This design comes from an exercise in tuning for small area, a short achievable clock period and few clock cycles per item on the open sky130 flow, not from production work. At most, simulation tests tie the RTL to the original design; equivalence was not proved. The series may have gaps, and a smaller design here may also do less where the tests do not look. Function not checked in runs 2 to 5: the RTL went through the layout flow alone.

[flow/design.v]
module mul_unit
(
    input  logic                  clk,
    input  logic                  rst,
    input  logic                  start,
    input  logic [1:0]            mul_type,
    input  logic [31:0]           a,
    input  logic [31:0]           b,
    input  logic [4:0]            arch_reg,
    input  logic [5:0]   phys_reg,
    input  logic [2:0]  rob,
    input  logic                  cdb_mul_ack,
    input  logic                  branch,
    output logic                  cdb_valid,
    output logic [2:0]  cdb_rob,
    output logic [4:0]            cdb_arch_reg,
    output logic [5:0]   cdb_phys_reg,
    output logic [31:0]           cdb_data,
    output logic [31:0]           cdb_ps1_rdata,
    output logic [31:0]           cdb_ps2_rdata,
    output logic                  done
);
    logic [249:0] cdb;
    shift_add_multiplier #(.OPERAND_WIDTH(32)) u_mul (
        .clk            (clk),
        .rst            (rst),
        .start          (start),
        .mul_type       (mul_type),
        .a              (a),
        .b              (b),
        .arch_reg       (arch_reg),
        .phys_reg       (phys_reg),
        .rob            (rob),
        .cdb_mul_ack    (cdb_mul_ack),
        .branch         (branch),
        .mul_cdb_output (cdb),
        .done           (done)
    );
    assign cdb_valid     = cdb[249];
    assign cdb_rob       = cdb[248:246];
    assign cdb_arch_reg  = cdb[245:241];
    assign cdb_phys_reg  = cdb[240:235];
    assign cdb_data      = cdb[234:203];
    assign cdb_ps1_rdata = cdb[202:171];
    assign cdb_ps2_rdata = cdb[170:139];
endmodule

package rv32i_types;
    localparam int PR_WIDTH = 6;                                         
    localparam int ROB_WIDTH = 3;                                        
    localparam int RS_WIDTH = 3;                                         
    localparam int PHYS_REG_NUM = 2**PR_WIDTH;                           
    localparam int RAT_NUM = 32;
    localparam int RRF_NUM = 32;
    localparam int RS_NUM = 2**RS_WIDTH;                                 
    localparam int ROB_NUM = 2**ROB_WIDTH;                               
    localparam logic [RS_WIDTH:0] RS_NUM_LOGIC = 2**RS_WIDTH;       
    localparam logic [ROB_WIDTH:0] ROB_NUM_LOGIC = 2**ROB_WIDTH; 
    localparam logic [ROB_WIDTH-1:0] ROB_IDX_LOGIC = 2**ROB_WIDTH;    
    localparam logic [PR_WIDTH-1:0] PR_NUM_LOGIC = 2**PR_WIDTH;
    localparam int GHR_WIDTH = 32;
    localparam int WEIGHTS_WIDTH = 8;
    localparam int P_TABLE_SIZE = 256;
    typedef enum logic [6:0] {
        op_b_lui    = 7'b0110111,  
        op_b_auipc  = 7'b0010111,  
        op_b_jal    = 7'b1101111,  
        op_b_jalr   = 7'b1100111,  
        op_b_br     = 7'b1100011,  
        op_b_load   = 7'b0000011,  
        op_b_store  = 7'b0100011,  
        op_b_imm    = 7'b0010011,  
        op_b_reg    = 7'b0110011   
    } rv32i_op_b_t;
    typedef enum bit [2:0] {
        mul     = 3'b000,
        mulh    = 3'b001,
        mulhsu  = 3'b010,
        mulhu   = 3'b011, 
        div     = 3'b100,
        divu    = 3'b101, 
        rem     = 3'b110, 
        remu    = 3'b111
    } M_ext_funct3_t;
    typedef enum bit [2:0] {
        beq  = 3'b000,
        bne  = 3'b001,
        blt  = 3'b100,
        bge  = 3'b101,
        bltu = 3'b110,
        bgeu = 3'b111
    } branch_funct3_t;
    typedef enum bit [2:0] {
        lb  = 3'b000,
        lh  = 3'b001,
        lw  = 3'b010,
        lbu = 3'b100,
        lhu = 3'b101
    } load_funct3_t;
    typedef enum bit [2:0] {
        sb = 3'b000,
        sh = 3'b001,
        sw = 3'b010
    } store_funct3_t;
    typedef enum bit [2:0] {
        alu_add = 3'b000,
        alu_sll = 3'b001,
        alu_sra = 3'b010,
        alu_sub = 3'b011,
        alu_xor = 3'b100,
        alu_srl = 3'b101,
        alu_or  = 3'b110,
        alu_and = 3'b111
    } alu_ops;
    typedef enum bit [2:0] {
        add  = 3'b000,  
        sll  = 3'b001,
        slt  = 3'b010,
        sltu = 3'b011,
        axor = 3'b100,
        sr   = 3'b101,  
        aor  = 3'b110,
        aand = 3'b111
    } arith_funct3_t;
    typedef struct packed {
        logic                       valid;
        logic   [31:0]              inst;
        logic   [4:0]               rs1_addr;
        logic   [4:0]               rs2_addr;
        logic   [31:0]              rs1_rdata;
        logic   [31:0]              rs2_rdata;
        logic   [4:0]               rd_addr;
        logic   [31:0]              rd_wdata;
        logic   [31:0]              pc_rdata, pc_wdata;
        logic   [31:0]              mem_addr;
        logic   [3:0]               mem_rmask, mem_wmask;
        logic   [31:0]              mem_rdata, mem_wdata;
    } RVFI;
    typedef struct packed {
        logic   [31:0]  pc;
        logic   [31:0]  pc_next;
        logic   [31:0]  out_inst;
        logic           prediction;
    } if_id_stage_reg_t;
    typedef struct packed {
        logic   [31:0]  pc;
        logic   [31:0]  pc_next;
        logic           valid;
        logic   [31:0]  inst;
        logic           decoded;
        logic   [6:0]   opcode;
        logic   [6:0]   funct7;
        logic   [2:0]   funct3;
        logic   [3:0]   mem_rmask;
        logic   [3:0]   mem_wmask;
        logic           RegWrite;
        logic           MemtoReg;
        logic   [4:0]   rs1_addr;
        logic   [4:0]   rs2_addr;
        logic   [4:0]   rd;
        logic   [31:0]  imm_gen;
        logic           prediction;
        logic   [1:0]   reservation_choice;
        RVFI            rvfi_sig;
    } id_ex_stage_reg_t;
    typedef struct packed {
        logic                   cdb_valid;
        logic   [ROB_WIDTH-1:0] rob;
        logic   [4:0]           arch_reg;
        logic   [PR_WIDTH-1:0]  phys_reg;
        logic   [31:0]          data;            
        logic   [31:0]          ps1_rdata;
        logic   [31:0]          ps2_rdata;
        logic                   is_store;
        logic                   is_branch;
        logic                   is_jalr;
        logic   [31:0]          branch_imm;
        logic   [31:0]          mem_addr;
        logic   [31:0]          mem_wdata;
        logic   [31:0]          mem_rdata;
        logic   [3:0]           mem_rmask;
        logic   [3:0]           mem_wmask;
    } cdb_t;
    typedef struct packed {
        logic                   rob_valid;   
        logic   [ROB_WIDTH-1:0] idx;         
        logic   [PR_WIDTH-1:0]  pReg;       
        logic   [4:0]           archReg;     
        logic                   br;          
        logic   [31:0]          br_imm;      
        logic   [31:0]          pc;          
        logic                   st;          
        logic                   jmp;         
        logic                   prediction;  
        logic                   is_branch;
        RVFI                    rvfi_sig;
    } ROBEntry_t;
    typedef struct packed {
        logic                       valid;                   
        logic   [31:0]              imm_gen;                 
        logic   [6:0]               opcode;                  
        logic   [3:0]               Op;                      
        logic   [PR_WIDTH-1:0]      prs1;                    
        logic   [PR_WIDTH-1:0]      prs2;                    
        logic                       prs1Ready;               
        logic                       prs2Ready;               
        logic   [PR_WIDTH-1:0]      pDest;                   
        logic   [4:0]               archDest;                
        logic   [ROB_WIDTH-1:0]     Wrob;                    
    } ReservationEntry_t;
    typedef struct packed {
        logic                       ls_valid;                
        logic                       operation;               
        logic   [PR_WIDTH-1:0]      addr;                    
        logic                       addrReady;               
        logic   [PR_WIDTH-1:0]      data;                    
        logic                       dataReady;               
        logic   [31:0]              offset;                  
        logic   [PR_WIDTH-1:0]      pDest;                   
        logic   [4:0]               archDest;                
        logic   [ROB_WIDTH-1:0]     Wrob;                    
        logic                       inProgress;              
        logic                       commit;                  
        logic   [2:0]               funct3;                  
    } loadStoreReservationEntry_t;
endpackage
module shift_add_multiplier
#(
    parameter int OPERAND_WIDTH = 32
)
(
    input logic clk,
    input logic rst,
    input logic start,
    input logic [1:0] mul_type,
    input logic [OPERAND_WIDTH-1:0] a,
    input logic [OPERAND_WIDTH-1:0] b,
    input logic [4:0] arch_reg, 
    input logic [rv32i_types::PR_WIDTH-1:0] phys_reg, 
    input logic [rv32i_types::ROB_WIDTH-1:0] rob, 
    input logic cdb_mul_ack, 
    input logic branch,          
    output rv32i_types::cdb_t mul_cdb_output, 
    output logic done
);
    enum int unsigned {IDLE, SHIFT, ADD, DONE} curr_state, next_state;
    localparam int OP_WIDTH_LOG = $clog2(OPERAND_WIDTH);
    logic [OP_WIDTH_LOG-1:0] counter;
    logic [OPERAND_WIDTH-1:0] b_reg;
    logic [2*OPERAND_WIDTH-1:0] accumulator, a_reg;  
    logic neg_result;
    logic   [2*OPERAND_WIDTH-1:0]   p;
    logic                           local_cdb_valid;
    logic   [rv32i_types::ROB_WIDTH-1:0] local_rob;
    logic   [4:0]                   local_arch_reg;
    logic   [rv32i_types::PR_WIDTH-1:0]  local_phys_reg;
    logic   [31:0]                  local_op1;
    logic   [31:0]                  local_op2;
    always_comb
    begin : state_transition
        next_state = curr_state;
        unique case (curr_state)
            IDLE:    next_state = start ? ADD : IDLE;
            ADD:     next_state = SHIFT;
            SHIFT:   next_state = ({27'b0, counter} == OPERAND_WIDTH-1'b1) ? DONE : ADD;
            DONE:    next_state = ((start == 0) && cdb_mul_ack) ? IDLE : DONE;
            default: next_state = curr_state;
        endcase
    end : state_transition
    always_comb
    begin : state_outputs
        p = '0;
        done = '0;
        mul_cdb_output.cdb_valid = '0;
        mul_cdb_output.rob = '0;
        mul_cdb_output.arch_reg = '0;
        mul_cdb_output.phys_reg = '0;
        mul_cdb_output.data = '0;
        mul_cdb_output.ps1_rdata = '0;
        mul_cdb_output.ps2_rdata = '0;
        mul_cdb_output.is_store = '0;
        mul_cdb_output.is_branch = '0;
        mul_cdb_output.is_jalr = '0;
        mul_cdb_output.branch_imm = '0;
        mul_cdb_output.mem_addr = '0;
        mul_cdb_output.mem_wdata = '0;
        mul_cdb_output.mem_rdata = '0;
        mul_cdb_output.mem_rmask = '0;
        mul_cdb_output.mem_wmask = '0;
        unique case (curr_state)
            DONE:
            begin
                unique case (mul_type)
                    2'b11: p = accumulator[2*OPERAND_WIDTH-1:0];
                    2'b00,
                    2'b10: p = neg_result ? (~accumulator[2*OPERAND_WIDTH-1-1:0])+1'b1 : accumulator;
                    default: ;
                endcase
                if ( cdb_mul_ack ) begin
                    done = 1'b1;
                    mul_cdb_output.cdb_valid = local_cdb_valid;
                    mul_cdb_output.rob = local_rob;
                    mul_cdb_output.arch_reg = local_arch_reg;
                    mul_cdb_output.phys_reg = local_phys_reg;
                    mul_cdb_output.data = p;
                    mul_cdb_output.ps1_rdata = local_op1;
                    mul_cdb_output.ps2_rdata = local_op2;
                end
            end
            IDLE: 
            begin
                if ( start ) done = 1'b0;
                else done = 1'b1;
            end
            default: ;
        endcase
    end : state_outputs
    always_ff @ (posedge clk)
    begin
        if (rst || branch)
        begin
            curr_state <= IDLE;
            a_reg <= '0;
            b_reg <= '0;
            accumulator <= '0;
            counter <= '0;
            neg_result <= '0;
            local_cdb_valid <= '0;
            local_rob <= '0;
            local_arch_reg <= '0;
            local_phys_reg <= '0;
            local_op1 <= '0;
            local_op2 <= '0;
        end
        else
        begin
            curr_state <= next_state;
            unique case (curr_state)
                IDLE:
                begin
                    if (start)
                    begin
                        accumulator <= '0;
                        unique case (mul_type)
                            2'b11:
                            begin
                                neg_result <= '0;    
                                a_reg <= {{OPERAND_WIDTH{1'b0}}, a};
                                b_reg <= b;
                            end
                            2'b00:
                            begin
                                neg_result <= (a[OPERAND_WIDTH-1] ^ b[OPERAND_WIDTH-1]) && ((a != '0) && (b != '0));
                                a_reg <= (a[OPERAND_WIDTH-1]) ? {OPERAND_WIDTH*{1'b0}, (~a + 1'b1)} : a;
                                b_reg <= (b[OPERAND_WIDTH-1]) ? {(~b + 1'b1)} : b;
                            end
                            2'b10:
                            begin
                                neg_result <= a[OPERAND_WIDTH-1];
                                a_reg <= (a[OPERAND_WIDTH-1]) ? {OPERAND_WIDTH*{1'b0}, (~a + 1'b1)} : a;
                                b_reg <= b;
                            end
                            default:;
                        endcase
                        local_cdb_valid <= start;
                        local_rob <= rob;
                        local_arch_reg <= arch_reg;
                        local_phys_reg <= phys_reg;
                        local_op1 <= a;
                        local_op2 <= b;
                    end
                end
                ADD:
                begin
                    if (b_reg[0]) accumulator <= accumulator + a_reg;
                    local_cdb_valid <= local_cdb_valid;
                    local_rob <= local_rob;
                    local_arch_reg <= local_arch_reg;
                    local_phys_reg <= local_phys_reg;
                    local_op1 <= local_op1;
                    local_op2 <= local_op2;
                end
                SHIFT:
                begin
                    a_reg <= a_reg<<1;
                    b_reg <= b_reg>>1;
                    counter <= counter + 1'b1;
                    local_cdb_valid <= local_cdb_valid;
                    local_rob <= local_rob;
                    local_arch_reg <= local_arch_reg;
                    local_phys_reg <= local_phys_reg;
                    local_op1 <= local_op1;
                    local_op2 <= local_op2;
                end
                DONE: 
                begin
                    counter <= '0;
                    local_cdb_valid <= local_cdb_valid;
                    local_rob <= local_rob;
                    local_arch_reg <= local_arch_reg;
                    local_phys_reg <= local_phys_reg;
                    local_op1 <= local_op1;
                    local_op2 <= local_op2;
                end
                default: ;
            endcase
        end
    end
endmodule
[flow/run.sh]
#!/bin/bash
# synth_recipe.tcl (not shown) runs the flow's synth.tcl, then flattens the netlist and writes it again
# the make line also repeats each setting of config.mk as NAME=value (left out here)
make -C /OpenROAD-flow-scripts/flow DESIGN_CONFIG=/design/flow/config.mk WORK_HOME=/design/flow/orfs CLKGATE_MAP_FILE= SYNTH_SCRIPT=/design/flow/synth_recipe.tcl finish
[flow/config.mk]
export PLATFORM = sky130hd
export DESIGN_NAME = mul_unit
export DESIGN_NICKNAME = mul_unit
export VERILOG_FILES = /design/flow/design.v
export SDC_FILE = /design/flow/constraint.sdc
export NUM_CORES = 4
export LEC_CHECK = 0
export CAP_MARGIN = 20
export CORE_MARGIN = 2
export CORE_UTILIZATION = 40
export SLEW_MARGIN = 20
[flow/constraint.sdc]
create_clock -name core_clock -period 5.0 [get_ports {clk}]
set_input_delay 1.0000 -clock core_clock [delete_from_list [all_inputs] [get_ports {clk}]]
set_output_delay 1.0000 -clock core_clock [all_outputs]
set_load 0.01 [all_outputs]
run_1/layer_met3.png
Drawn at 3 px/µm.
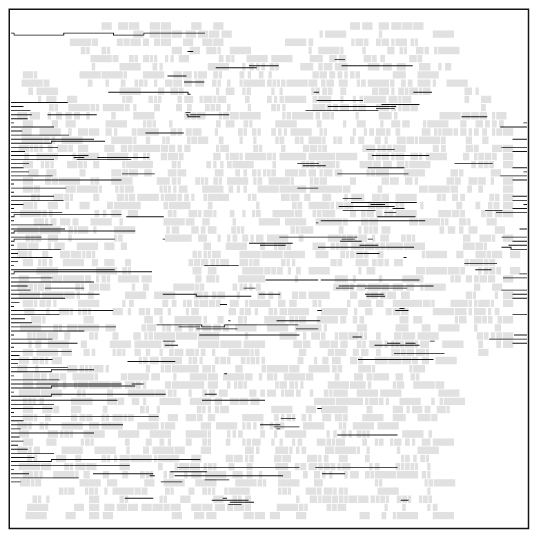
main direction: horizontal
share of all routed wire: 8.3%
wire length on this layer: 2970 µm
longest straight run: 49.5 µm
nets with wire on the layer: 208

run_1/flops_by_reg.png
Drawn at 3 px/µm.
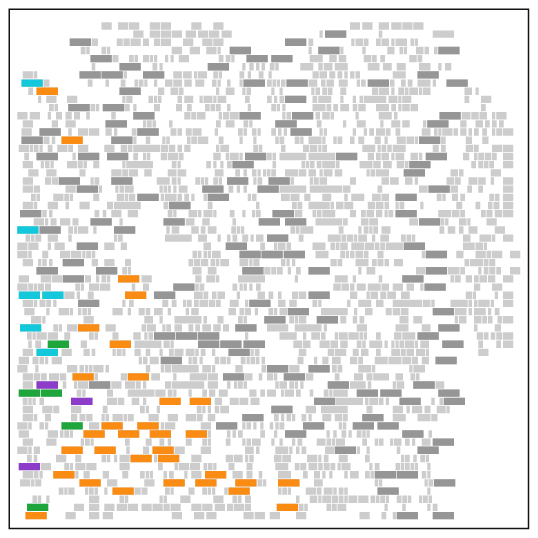
legend:
  `u_mul.local_arch_reg`:
    colour: green
    placed_flops: 5
    where: lower left
  `u_mul.local_rob`:
    colour: purple
    placed_flops: 3
  `u_mul.local_op2`:
    colour: orange
    placed_flops: 32
  `u_mul.local_phys_reg`:
    colour: cyan
    placed_flops: 6
    where: middle left

==> out/metrics.yaml, run 1 <==
status:
  status: "no timing/DRC/antenna violations"
floorplanning:
  dieArea_um2: 29790
  die_w_um: 172.6
  design.core.area_um2: 27860
grt:
  overflow: 0
  grt_pass1_wl_um: 57480
synthesis:
  yosysTopAreaCell: "dfxtp_1"
  yosysSeqAreaShare_pct: 32.22
  ys.flop_type: "dfxtp_1"
  synth_edf_count: 0
timing:
  hold_viol_final: 0
  finalCritPeriodShare_pct: 89.50
critical_path:
  required_ns: 4.00
  worst-r2r-cell-count: 10
finish:
  synthToLayoutAreaGrowth_pct: 24.75
  stdcell_count: 2101
cts:
  path_clk_slew_ns: 0.08
  hold_buffers: 0
  clock_sinks: 183
run:
  max_cap_violations: 0
placement:
  routabilityCongestion: 0.8988
  dpl.cell_count: 2069
Testbench counts for the RTL of run 1, summed over its fixed seeds: cycles 158,408, ops 2,400.
run_1/layer_met1.png
Drawn at 3 px/µm. Supply wires on this layer in grey.
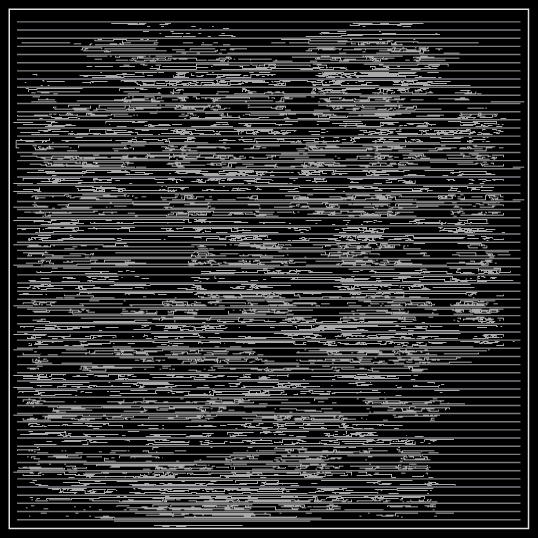
main direction: horizontal
longest straight run: 69.0 µm
wire length on this layer: 17800 µm

[run 1: per-stage QoR]
step	util [%]	setup WS [ns]
global placement	48.75	0.6786
CTS	50.91	0.4891
detailed placement	48.75	0.6335
floorplan	-	1.664
global route	50.92	0.2749
finish	50.92	0.5252
[run 1: worst max-delay path, stage by stage (launching register included)]
cell and delay, ns:
dfxtp_1 0.40, or4_4 0.58, nor2_2 0.14, nand3_2 0.13, or2_4 0.32, nor2_4 0.12
nand2_2 0.08, o31ai_1 0.27, mux2_1 0.35, nor2_1 0.09, clkdlybuf4s50_1 0.55
[run 1: layout make-up]
type | count | area share [%]
tap | 378 | 3.334
sequential | 183 | 25.83
inverter | 24 | 0.6351
multi-input combinational | 1271 | 51.10
clock buffer | 18 | 3.096
clock inverter | 14 | 1.138
timing repair buffer | 213 | 14.87
[run 1: final timing paths]
kind                                         endpoint                  from  slack, ns
worst min register to register    u_mul.local_op1[13]   u_mul.local_op1[13]       0.45
worst max register to register  u_mul.accumulator[31]  u_mul.accumulator[8]       1.61
worst min-delay path              u_mul.local_op1[13]   u_mul.local_op1[13]       0.45
worst max-delay path                     cdb_data[31]  u_mul.accumulator[6]       0.53
[run 1: cells by family after synthesis]
group / share of synthesized area, %
buf+inv: 4.269
flops: 32.22
fa+ha+maj: 4.577
mux: 1.144
xor+xnor: 6.701
compound gates: 22.88
simple gates: 28.21
[run 1: per-layer routing]
metal	vias up	track usage, %	share of wire [%]
met5	-	0	0
met4	0	4.665	0.90
met3	20	6.245	8.2
met2	347	34.04	41
met1	5342	34.77	49
li1	5775	-	-
## Run 2: large edit since run 1, in outline
flow/design.v: 409 -> 1591 lines; modules unchanged: 1
  mul_fa: new, 4 lines
  mul_bsel: new, 3 lines
  mul_x2: new, 3 lines
  mul_ha: new, 4 lines
  shift_add_multiplier: edited, 183 -> 1351 lines
==> module mul_ha as of run 2 <==
module mul_ha (input logic a, input logic b, output logic s, output logic co);
    assign s  = a ^ b;
    assign co = a & b;
endmodule
==> module mul_bsel as of run 2 <==
module mul_bsel (input logic one, input logic two, input logic neg, input logic a0, input logic a1, output logic pp);
    assign pp = ((one & a0) | (two & a1)) ^ neg;
endmodule
==> module mul_x2 as of run 2 <==
module mul_x2 (input logic a, input logic b, output logic s);
    assign s = a ^ b;
endmodule
==> module mul_fa as of run 2 <==
module mul_fa (input logic a, input logic b, input logic ci, output logic s, output logic co);
    assign s  = a ^ b ^ ci;
    assign co = (a & b) | (ci & (a ^ b));
endmodule
--- a/flow/config.mk
+++ b/flow/config.mk
@@ -10,2 +10,4 @@
 export CORE_UTILIZATION = 40
 export SLEW_MARGIN = 20
+export SYNTH_HIERARCHICAL = 1
+export SYNTH_MINIMUM_KEEP_SIZE = 0
run_2/layer_met3.png
Drawn at 2 px/µm.
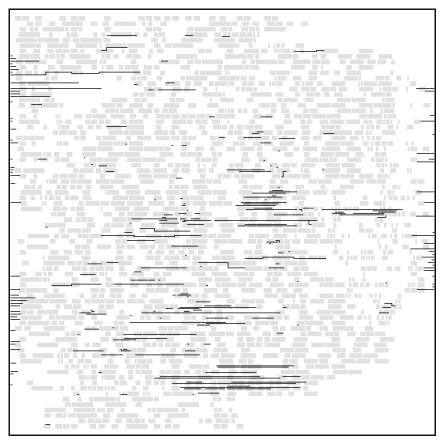
nets with wire on the layer: 173
longest straight run: 69.0 µm

run_2/clocks.png
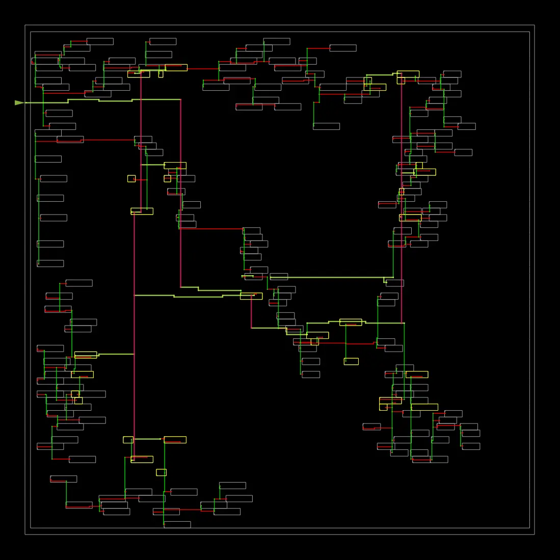
Num Clock Sinks: 173
clock buffer count: 17
seq_cells: 173

==> out/metrics.yaml, run 2 <==
synthesis:
  syn_avg_cell_area_um2: 12.09
  synth_area_um2: 17350
finish:
  postLayoutCoreUtil_pct: 50.04
  design_area_um2: 21510
  stdcell_count: 2316
  synthToLayoutAreaGrowth_pct: 23.99
cts:
  htreeDepth: 4
  path_clk_slew_ns: 0.07
  clk_path_buf_depth: 2
  post_cts_buffers: 0
critical_path:
  required_ns: 4.00
  cp_data_arrival_time_ns: 3.84
  worst-r2r-cell-count: 9
  path_max_fanout: 4
floorplanning:
  design.core.area_um2: 42980
  die_w_um: 212.3
  dieArea_um2: 45050
  start_util_pct: 40.36
route:
  drcViolationCount: 0
  drt_iter0_markers: 802
timing:
  finalCritPeriodShare_pct: 96.87
  worstMarginPinSlew_ns: 1.036
  hold_viol_final: 0
  finalSetupTns_ns: 0
  fin_crit_ns: 4.843
  fin_skew_ns: 0.01022
  slew_viol_final: 0
run:
  max_cap_violations: 0
placement:
  placed_area_um2: 20870
  dpl.cell_count: 2284
  routabilityCongestion: 0.8770
grt:
  grt_pass1_vias: 13628
  overflow: 0
  grt_pass1_wl_um: 83590
status:
  status: "no timing/DRC/antenna violations"
run_2/layer_met1.png
Drawn at 3 px/µm. Supply wires on this layer in grey.
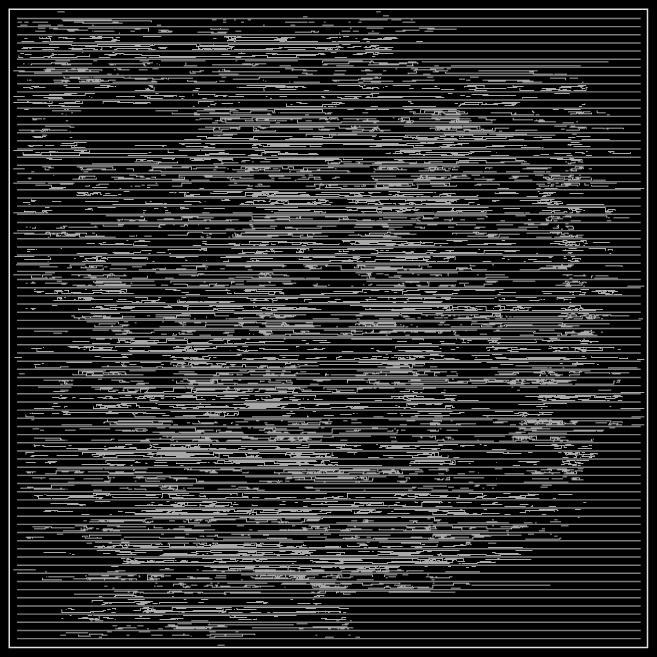
main direction: horizontal
longest straight run: 98.9 µm

## run 2: cell count changes in the layout (fill, tap and decap cells not counted), sizes merged, moves of 89 or more
cell   before  now
a21oi     219   35
a22oi      15  270
dfxtp     183   94
fa          1  197
nand2     363   53
xnor2      54  286
## run 2: per-stage QoR
stage / hold WS, ns / worst slack (ns)
after floorplan: 0.4711 / -0.3328
after global placement: 0.5145 / 0.2597
after detailed placement: 0.5283 / 0.2317
after CTS: 0.5386 / 0.004909
after global routing: 0.5669 / 0.002669
final: 0.5568 / 0.1566
## run 2: worst max-delay path: stages (launching register included)
cell	delay, ns
dfxtp_1	0.32
fa_1	0.48
ha_1	0.35
and2_1	0.20
a221oi_2	0.35
a21boi_4	0.12
nor3b_2	0.30
o41a_1	0.30
o21ai_1	0.11
mux2i_1	0.26
clkdlybuf4s50_1	0.59
## run 2: metal layers
metal | track usage, % | up-vias | wire length [µm]
met4 | 9.597 | 2 | 1799
met2 | 42.89 | 367 | 27270
met1 | 31.59 | 6404 | 23150
li1 | - | 5792 | -
met3 | 3.619 | 89 | 2313
met5 | 0 | - | 16
## run 2: path summary, 6_finish.rpt
| path | slack (ns) | to | startpoint |
|---|---|---|---|
| setup reg to reg | 0.67 | u_mul.cs2_q[30] | u_mul.b_q[5] |
| setup / recovery | 0.16 | cdb_data[27] | u_mul.cs0_q[5] |
| hold reg to reg | 0.56 | u_mul.busy | u_mul.busy |
| hold / removal | 0.56 | u_mul.busy | u_mul.busy |
## run 2: repair_timing
item                                    in CTS  in global routing
pin swaps                                    2                  2
cloned                                       0                  0
resized for setup                            5                  7
endpoints found under the setup margin       1                  4
hold buffers                                 0                  0
## run 2: cell type report
class / count / area (µm²)
repair buffers: 282 / 2618
well taps: 585 / 732.0
inverters: 16 / 61.31
clock inverters: 15 / 155.1
multi-input cells: 1228 / 13260
clock buffers: 17 / 425.4
fillers: 3951 / 21470
flip-flops and latches: 173 / 4255
--- run 3 (diff from run 2) ---
==> flow/flow/run.sh (new file) <==
#!/bin/bash
# Standard ORFS layout (standard.sh), except that the port buffers
# are sky130_fd_sc_hd__buf_2 rather than the cell buffer_ports picks itself.
set -euo pipefail
export BUFFER_PORTS_ARGS="-buffer_cell sky130_fd_sc_hd__buf_2"
bash standard.sh > standard.log 2>&1
==> flow/standard.sh (new file) <==
#!/bin/bash
# synth_recipe.tcl (not shown) runs the flow's synth.tcl, then flattens the netlist and writes it again
# the make line also repeats each setting of config.mk as NAME=value (left out here)
make -C /OpenROAD-flow-scripts/flow DESIGN_CONFIG=/design/flow/config.mk WORK_HOME=/design/flow/orfs CLKGATE_MAP_FILE= SYNTH_SCRIPT=/design/flow/synth_recipe.tcl "${@:-finish}"
removed: flow/run.sh
run_3/placement.png
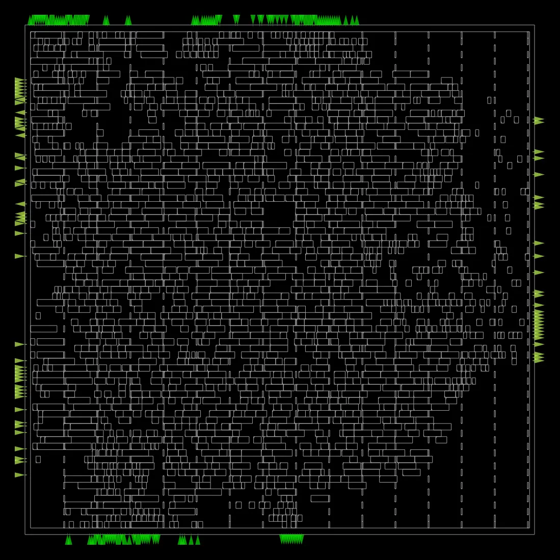
Final Core Density: 47.65%
fin cells: 2316
tap cells: 585
fraction of area in registers: 20.78%
Core Box Area: 42980 µm²

run_3/clocks.png
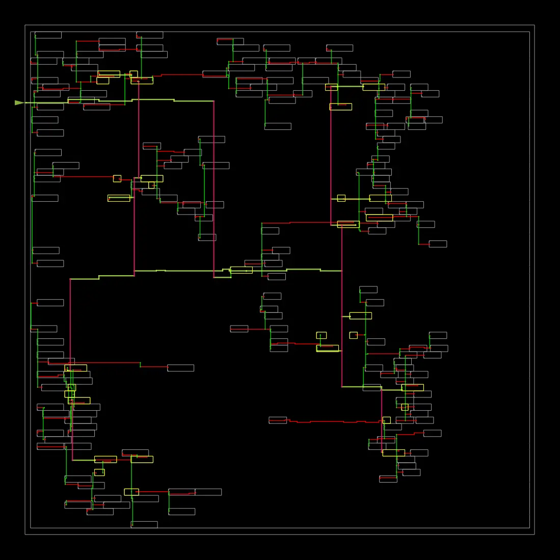
Worst Skew: 0.01169 ns
clock buffer count: 19
Num CTS Buffers: 17

run_3/layer_met1.png
Drawn at 3 px/µm. Supply wires on this layer in grey.
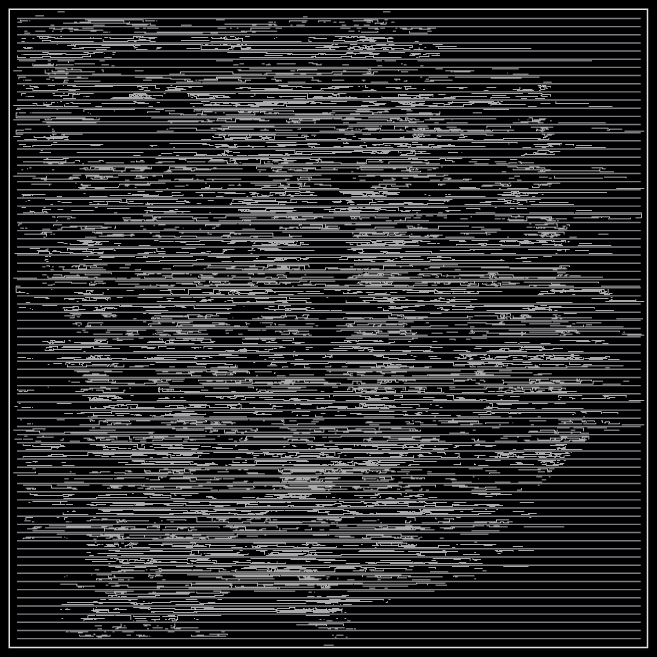
share of all routed wire: 43%
longest straight run: 63.5 µm

==> out/metrics.yaml, run 3 <==
status:
  status: "no timing/DRC/antenna violations"
critical_path:
  required_ns: 4.00
  critPathMaxStageDelay_ns: 0.50
  crit_chain: "fa_1 > ha_1 > and2_1 > nand3_1 > a21boi_2 > nor3b_2 > o41a_1 > o41ai_2 > mux2i_1 > buf_2"
  worst-r2r-cell-count: 10
  cp_data_arrival_time_ns: 3.79
  cp_slowest_cell: "o41a_1"
  reg2reg_from: "u_mul.b_q[9]"
timing:
  timing.hold.ws_ns: 0.5410
  setup_viol_count_final: 0
  finalCritPeriodShare_pct: 95.76
  worstMarginPinSlew_ns: 0.9664
  finalSetupTns_ns: 0
  fin_crit_ns: 4.788
  slew_viol_final: 0
grt:
  grt_max_degree: 79
  grt_pass1_wl_um: 83580
  overflow: 0
synthesis:
  syn_avg_cell_area_um2: 12.09
placement:
  placed_area_um2: 19880
  dpl_worst_slack_ns: 0.6951
  routabilityCongestion: 0.8922
  dpl.cell_count: 2284
route:
  drcViolationCount: 0
  post_drt_wl_per_cell_um: 23.77
  drt_iter0_markers: 736
finish:
  multiInputGateArea_um2: 13210
  design_area_um2: 20480
  synthToLayoutAreaGrowth_pct: 18.06
  register_area_um2: 4255
  nFillCells: 4022
floorplanning:
  die_w_um: 212.3
  start_util_pct: 40.36
  dieArea_um2: 45050
cts:
  path_clk_slew_ns: 0.08
  clk_path_buf_depth: 2
  ctsResizeCount: 0
  htreeDepth: 4
  clock_sinks: 173
  hold_buffers: 0
hold_path:
  min_to: "u_mul.busy"
run:
  max_cap_violations: 0
-- run 3: how the worst max path moves through the flow --
stage	startpoint	endpoint	slack (ns)	depth (start not counted)
6_report	u_mul.cs0_q[6]	cdb_data[31]	0.21	10
5_1_grt	u_mul.cs0_q[6]	cdb_data[31]	0.02	10
4_1_cts	u_mul.cs0_q[6]	cdb_data[31]	0.17	10
3_5_place_dp	u_mul.cs0_q[6]	cdb_data[31]	0.70	10
3_3_place_gp	u_mul.cs0_q[6]	cdb_data[31]	0.72	10
2_1_floorplan	u_mul.b_q[1]	u_mul.cs2_q[30]	-0.33	8
-- run 3: final cells by class --
class	count	share of cell area, %
Multi-Input combinational cell	1228	64.48
Sequential cell	173	20.78
Timing Repair Buffer	282	7.942
Tap cell	585	3.574
Clock buffer	19	2.211
Clock inverter	13	0.7148
Inverter	16	0.2993
-- run 3: routing by layer --
layer,vias to the layer above,global-route usage (%),share of wire (%)
met2,377,43.28,50
met3,89,2.984,3.8
met4,0,9.718,3.3
li1,5785,-,-
met1,6544,31.93,43
met5,-,0,0
-- run 3: worst max-delay path: cells and delay by family, from the launching register on --
kind / cells / cell delay, ns
multiplexers: 1 / 0.36
flip-flops: 1 / 0.32
AND/OR/NAND/NOR: 3 / 0.41
adder cells (fa/ha/maj): 2 / 0.87
buffers and inverters: 1 / 0.19
AO/OA/AOI/OAI: 3 / 1.18
--- run 4 (diff from run 3) ---
--- a/flow/config.mk
+++ b/flow/config.mk
@@ -9,4 +9,5 @@
 export CORE_MARGIN = 2
 export CORE_UTILIZATION = 40
+export SETUP_SLACK_MARGIN = 0.8
 export SLEW_MARGIN = 20
 export SYNTH_HIERARCHICAL = 1
==> out/metrics.yaml, run 4 <==
cts:
  htreeDepth: 4
  path_clk_slew_ns: 0.07
  cts_inserted_buffers: 17
timing:
  slew_viol_final: 0
  worst_slack_ns: 0.6961
  finalCritPeriodShare_pct: 86.08
  fin_crit_ns: 4.304
  setup_viol_count_final: 0
  timing.hold.ws_ns: 0.5585
  hold_viol_final: 0
critical_path:
  required_ns: 4.00
  reg2reg_slack_ns: 0.93
  path_max_fanout: 4
floorplanning:
  dieArea_um2: 45050
  design.core.area_um2: 42980
  die_w_um: 212.3
finish:
  register_area_um2: 4264
  multiInputGateArea_um2: 13920
  synthToLayoutAreaGrowth_pct: 23.35
grt:
  overflow: 0
  grt_pass1_vias: 13897
  grt_pass1_wl_um: 83000
  grt_max_degree: 79
run:
  max_cap_violations: 0
synthesis:
  syn_avg_cell_area_um2: 12.09
status:
  status: "no timing/DRC/antenna violations"
route:
  post_drt_wl_per_cell_um: 23.24
  drt_iter0_markers: 823
placement:
  dpl_worst_slack_ns: 0.5670
  routabilityCongestion: 0.9180
[run 4: critical path, stage by stage (launching register included)]
cell	delay (ns)
dfxtp_2	0.32
fa_1	0.54
ha_4	0.32
o21a_1	0.14
o21ai_2	0.06
o21a_1	0.20
o41a_1	0.49
buf_4	0.18
o21ai_2	0.15
mux2i_2	0.26
buf_2	0.17
[run 4: metrics by stage]
step	setup TNS [ns]	instance area [µm²]	utilization, %	cells
final	0	21400	49.78	2341
after floorplan	-1.209	17750	-	1449
after global placement	0	19950	46.40	2271
after global routing	0	21400	49.78	2341
after detailed placement	0	19950	46.40	2271
after CTS	0	21090	49.07	2331
[run 4: worst paths after layout]
kind	start	end	cells after the start
worst max register to register	u_mul.b_q[3]	u_mul.cs2_q[30]	9
worst max-delay path	u_mul.cs0_q[11]	cdb_data[27]	10
worst min register to register	u_mul.busy	u_mul.busy	2
worst min-delay path	u_mul.busy	u_mul.busy	2
[run 4: layout make-up]
cell class	instances	share of cell area (%)
Inverter	16	0.2865
Tap cell	585	3.421
Clock buffer	17	1.988
Multi-Input combinational cell	1228	65.06
Timing Repair Buffer	307	8.636
Clock inverter	15	0.6841
Sequential cell	173	19.93
[run 4: routing by layer]
| layer | vias to the layer above | GRT usage, % | share of wire (%) |
|---|---|---|---|
| li1 | 5846 | - | - |
| met1 | 6732 | 31.02 | 41 |
| met2 | 452 | 41.96 | 50 |
| met3 | 101 | 4.062 | 4.7 |
| met4 | 0 | 10.27 | 3.9 |
| met5 | - | 0 | 0 |
[run 4: what timing repair did]
item                                    4_1_cts  5_1_grt
buffers inserted                             28       10
hold buffers                                  0        0
pin swaps                                    37       24
endpoints found under the setup margin       22       23
gates resized for setup                      73       58
run_4/detail.png
Window x 33 to 73, y 33 to 73 µm. Cells in grey, sequential cells in the stronger grey; small squares are vias.
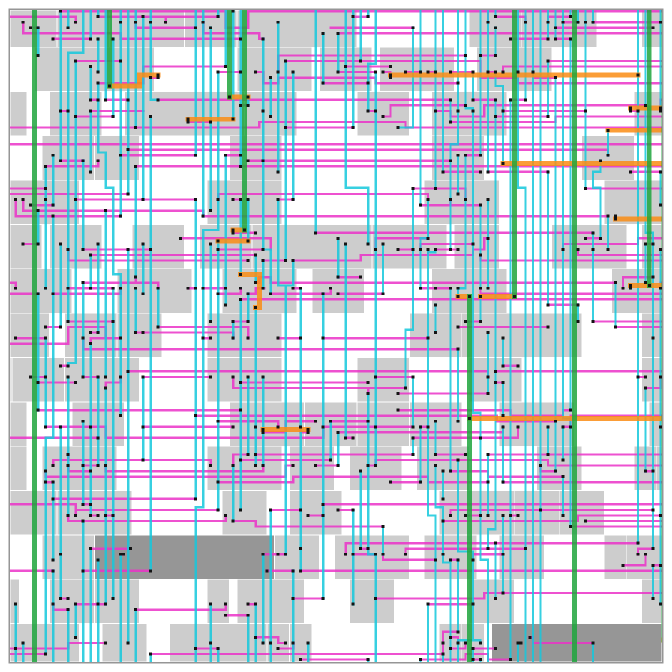
legend:
  metal 2:
    colour: cyan
  metal 1:
    colour: magenta
  metal 4:
    colour: green
  metal 3:
    colour: orange
most frequent: a22oi_2 (26), xnor2_1 (25), buf_4 (16)
sequential cells in the window: 2
netlist names of flops here include: `u_mul.a_q` (1), `u_mul.b_q` (1)
cells with their middle in the window: 90

run_4/layer_met3.png
Drawn at 2 px/µm.
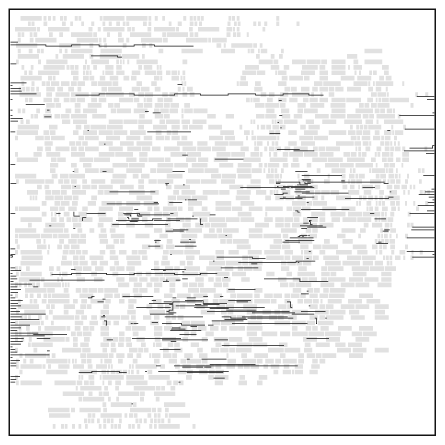
nets with wire on the layer: 213
main direction: horizontal
longest straight run: 61.6 µm
share of all routed wire: 4.7%

run_4/placement.png
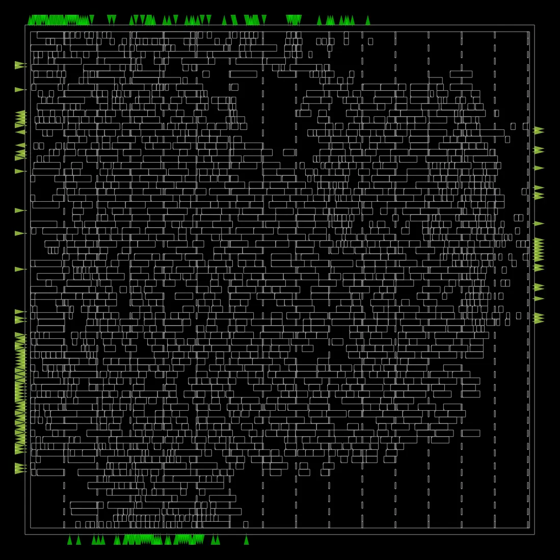
fraction of area in registers: 19.93%
Final Core Density: 49.78%
Layout fillers: 3934

==> run 5: too many edits to list; what changed since run 4 <==
flow/design.v: 1591 -> 1514 lines; modules unchanged: 4
  mul_bsel: edited, 3 -> 5 lines
  mul_aoi22: new, 3 lines
  mul_xnor2: new, 3 lines
  shift_add_multiplier: edited, 1351 -> 1266 lines
==> module mul_aoi22 as of run 5 <==
module mul_aoi22 (input logic a, input logic b, input logic c, input logic d, output logic y);
    assign y = ~((a & b) | (c & d));
endmodule
==> module mul_bsel as of run 5 <==
module mul_bsel (input logic one, input logic two, input logic neg, input logic a0, input logic a1, output logic pp);
    logic n;
    mul_aoi22 u_s (.a(one), .b(a0), .c(two), .d(a1), .y(n));
    mul_xnor2 u_x (.a(n), .b(neg), .y(pp));
endmodule
==> module mul_xnor2 as of run 5 <==
module mul_xnor2 (input logic a, input logic b, output logic y);
    assign y = ~(a ^ b);
endmodule
==> flow/flow/run.sh (replaced) <==
#!/bin/bash
# The standard ORFS layout (standard.sh) with two changes:
#  - the port buffers are sky130_fd_sc_hd__buf_2 instead of the cell
#    buffer_ports picks by itself (a slow delay cell);
#  - after the standard synthesis every combinational cell is set to its
#    drive-1 variant; floorplan/placement repair sizes up what timing needs.
set -euo pipefail
export BUFFER_PORTS_ARGS="-buffer_cell sky130_fd_sc_hd__buf_2"
RES=orfs/results/${FLOW_PLATFORM}/mul_unit/base
bash standard.sh synth > synth.log 2>&1
DS_ODB=$RES/1_synth.odb openroad -no_init -exit flow/downsize.tcl > downsize.log 2>&1
touch $RES/1_synth.sdc
bash standard.sh > standard.log 2>&1
==> flow/flow/downsize.tcl (new file) <==
# Set every combinational cell of the synthesized netlist to its drive-1
# variant; the resizer's repair steps size up what timing needs.
set odb_file $::env(DS_ODB)
read_db $odb_file
set db [ord::get_db]
set n 0
foreach inst [[ord::get_db_block] getInsts] {
  set m [[$inst getMaster] getName]
  if {[regexp {^(sky130_fd_sc_hd__[a-z0-9]+)_([0-9]+)$} $m -> base drive]} {
    if {$drive <= 1} continue
    if {[regexp {df|dl|sdf|edf|clk|conb|buf} $base]} continue
    set new [$db findMaster ${base}_1]
    if {$new == "NULL" || $new == ""} continue
    $inst swapMaster $new
    incr n
  }
}
puts "downsized $n cells"
write_db $odb_file
run_5/detail.png
Window x 32 to 72, y 32 to 72 µm. Cells in grey, sequential cells in the stronger grey; small squares are vias.
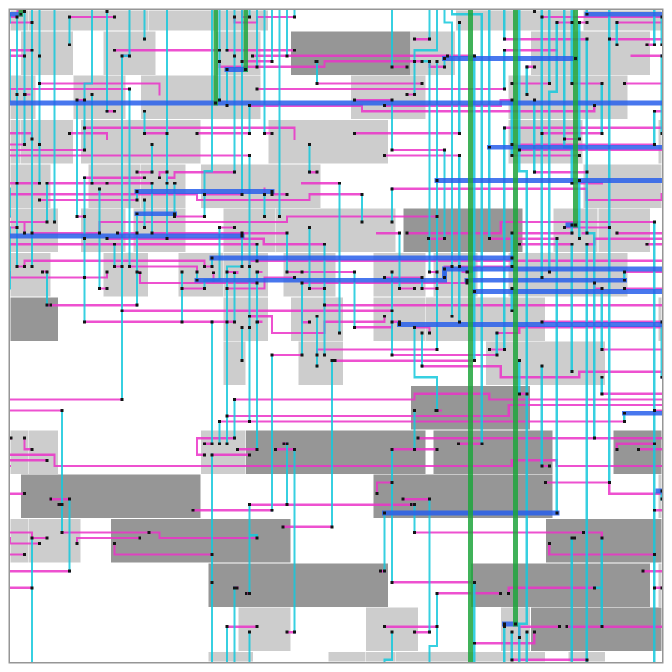
legend:
  metal 1:
    colour: magenta
  metal 2:
    colour: cyan
  metal 4:
    colour: green
  metal 3:
    colour: blue
most frequent: a22oi_1 (14), xnor2_1 (14), fa_1 (11)
sequential cells in the window: 12
cells with their middle in the window: 59
netlist names of flops here include: `u_mul.bo_q` (4), `u_mul.bt_q` (3), `u_mul.cs1_q` (2)

run_5/clocks.png
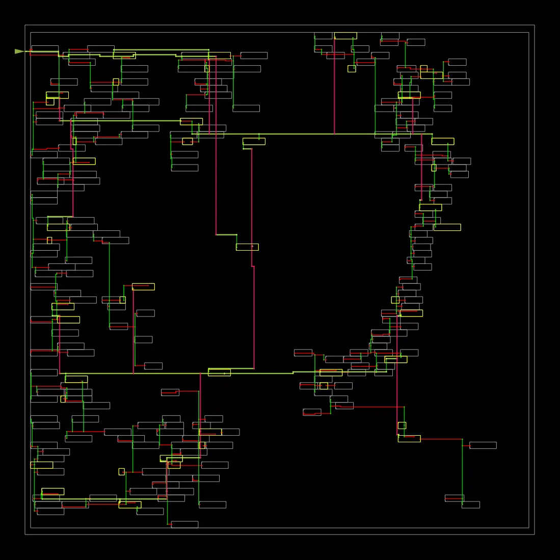
Num CTS Buffers: 25
worst skew pair latency: 0.55 ns

==> out/metrics.yaml, run 5 <==
timing:
  fin_crit_ns: 4.291
  worstMarginPinSlew_ns: 0.9893
  slew_viol_final: 0
  finalSetupTns_ns: 0
  finalCritPeriodShare_pct: 85.83
  timing.hold.ws_ns: 0.5716
  rsz0062_at_grt: "true"
  fin_skew_ns: 0.01691
  setup_viol_count_final: 0
  hold_viol_final: 0
grt:
  grt_pass1_wl_um: 80000
  overflow: 0
  grt_pass1_vias: 13569
  grt_max_degree: 79
  grt_use_total_pct: 23.63
placement:
  dpl.cell_count: 2222
  routabilityCongestion: 0.8829
  placed_area_um2: 18960
cts:
  clk_path_buf_depth: 3
  cts_tree: "done"
  hold_buffers: 0
  path_clk_slew_ns: 0.06
  htreeDepth: 1
  clock_sinks: 204
synthesis:
  synth_area_um2: 16940
  syn_avg_cell_area_um2: 11.75
floorplanning:
  start_util_pct: 40.47
  dieArea_um2: 44010
  die_w_um: 209.8
critical_path:
  reg2reg_slack_ns: 1.02
  start_kind: "register"
  path_max_fanout: 4
  cp_data_arrival_time_ns: 3.29
  required_ns: 4.00
run:
  max_cap_violations: 0
hold_path:
  worstHoldPathType: "reg2reg"
finish:
  stdcell_count: 2274
  multiInputGateArea_um2: 11960
  synthToLayoutAreaGrowth_pct: 18.91
  design_area_um2: 20140
  diodes: 0
  register_area_um2: 5191
route:
  drt_iter0_markers: 1152
  drcViolationCount: 0
  post_drt_wl_per_cell_um: 23.27
status:
  status: "no timing/DRC/antenna violations"
run_5/placement.png
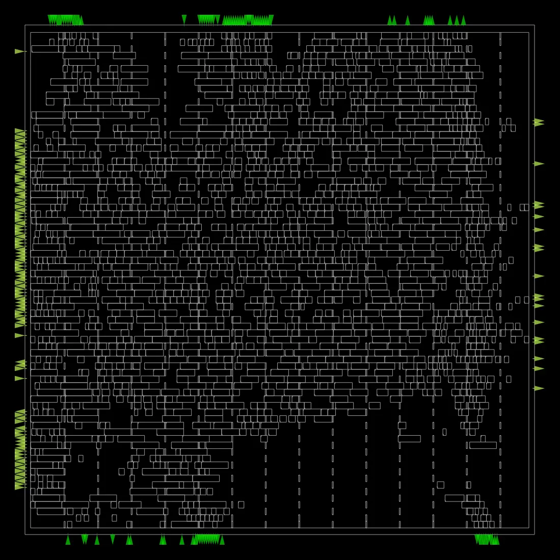
Layout fillers: 3794
# rows: 75
tap cells: 539
Core Box Area: 41850 µm²
Final Core Density: 48.13%

[run 5: cell count changes in the layout (fill, tap and decap cells not counted), sizes merged, moves of 5 or more]
cell,before,now
edfxtp,79,110
nor2,59,37
nand4,9,4
nor3,10,4
o21a,8,3
nand2,53,28
buf,307,256
and2,5,10
clkbuf,17,29
nand3b,0,15
nand2b,3,16
o211ai,1,7
[run 5: routing by layer]
| metal | part of all wire, % | vias up | GRT usage, % |
|---|---|---|---|
| met5 | 0.025 | - | 0 |
| met4 | 4.2 | 2 | 10.12 |
| met3 | 7.0 | 124 | 3.666 |
| met2 | 47 | 619 | 38.37 |
| met1 | 42 | 6565 | 31.49 |
| li1 | - | 5863 | - |
[run 5: cell type report]
| type | instances | area share, % |
|---|---|---|
| well taps | 539 | 3.348 |
| multi-input cells | 1215 | 59.36 |
| clock buffers | 29 | 3.441 |
| inverters | 15 | 0.2920 |
| clock inverters | 16 | 0.6833 |
| repair buffers | 256 | 7.106 |
| flip-flops and latches | 204 | 25.77 |
[run 5: stage by stage]
| step | utilization, % | setup slack [ns] |
|---|---|---|
| floorplan | - | 1.085 |
| detailed placement | 45.30 | 0.7435 |
| finish | 48.13 | 0.7087 |
| CTS | 47.79 | 0.6779 |
| global route | 48.13 | 0.5884 |
| global placement | 45.30 | 0.8221 |
[run 5: path summary, 6_finish.rpt]
check,depth (start not counted),start,to
worst max-delay path,12,u_mul.cs2_q[4],cdb_data[27]
worst min-delay path,1,u_mul.busy,u_mul.busy
worst max register to register,8,u_mul.bo_q[1],u_mul.cs2_q[29]
worst min register to register,1,u_mul.busy,u_mul.busy
[run 5: timing repair]
item                                    4_1_cts  5_1_grt
buffers inserted                              4        3
endpoints found under the setup margin       16       19
pin swaps                                    29       20
gates resized for setup                      36       26
[run 5: worst max-delay path, stage by stage (launching register included)]
cell       delay (ns)
dfxtp_2          0.32
inv_2            0.03
fa_1             0.55
inv_2            0.05
ha_4             0.28
nand2_4          0.06
o211ai_1         0.28
o2111ai_2        0.26
a21oi_4          0.29
o2111ai_2        0.14
a21o_1           0.19
a21oi_1          0.13
buf_2            0.17

-- what the ideal ports hide --
The flow's constraints put no driver on any port. The routed layouts listed below were extracted and timed again, unchanged, in two steps.
Step 1, drivers: a clkbuf_16 drives clk and a buf_2 each remaining input, both assumed.
Step 2 moves the port delays by t, midway between the first and last clock arrival at a register: inputs arrive t later, outputs are due t later. That takes back most of the time a late clock gives input paths.
Slacks: ideal ports / drivers / drivers and shift; pairs: ideal ports / drivers.
run | t (ns) | setup slack, ns | worst setup path after step 2 | cell pins on the clock port's net
run 1 | 0.473 | 0.525 / 0.476 / 0.628 | input to output | 1
run 2 | 0.515 | 0.157 / 0.102 / 0.617 | register to output | 1
run 3 | 0.519 | 0.212 / 0.161 / 0.680 | register to output | 1
run 4 | 0.513 | 0.696 / 0.645 / 0.931 | register to register | 1
run 5 | 0.587 | 0.709 / 0.658 / 1.019 | register to register | 1
After both steps setup and hold are still met in every run listed.
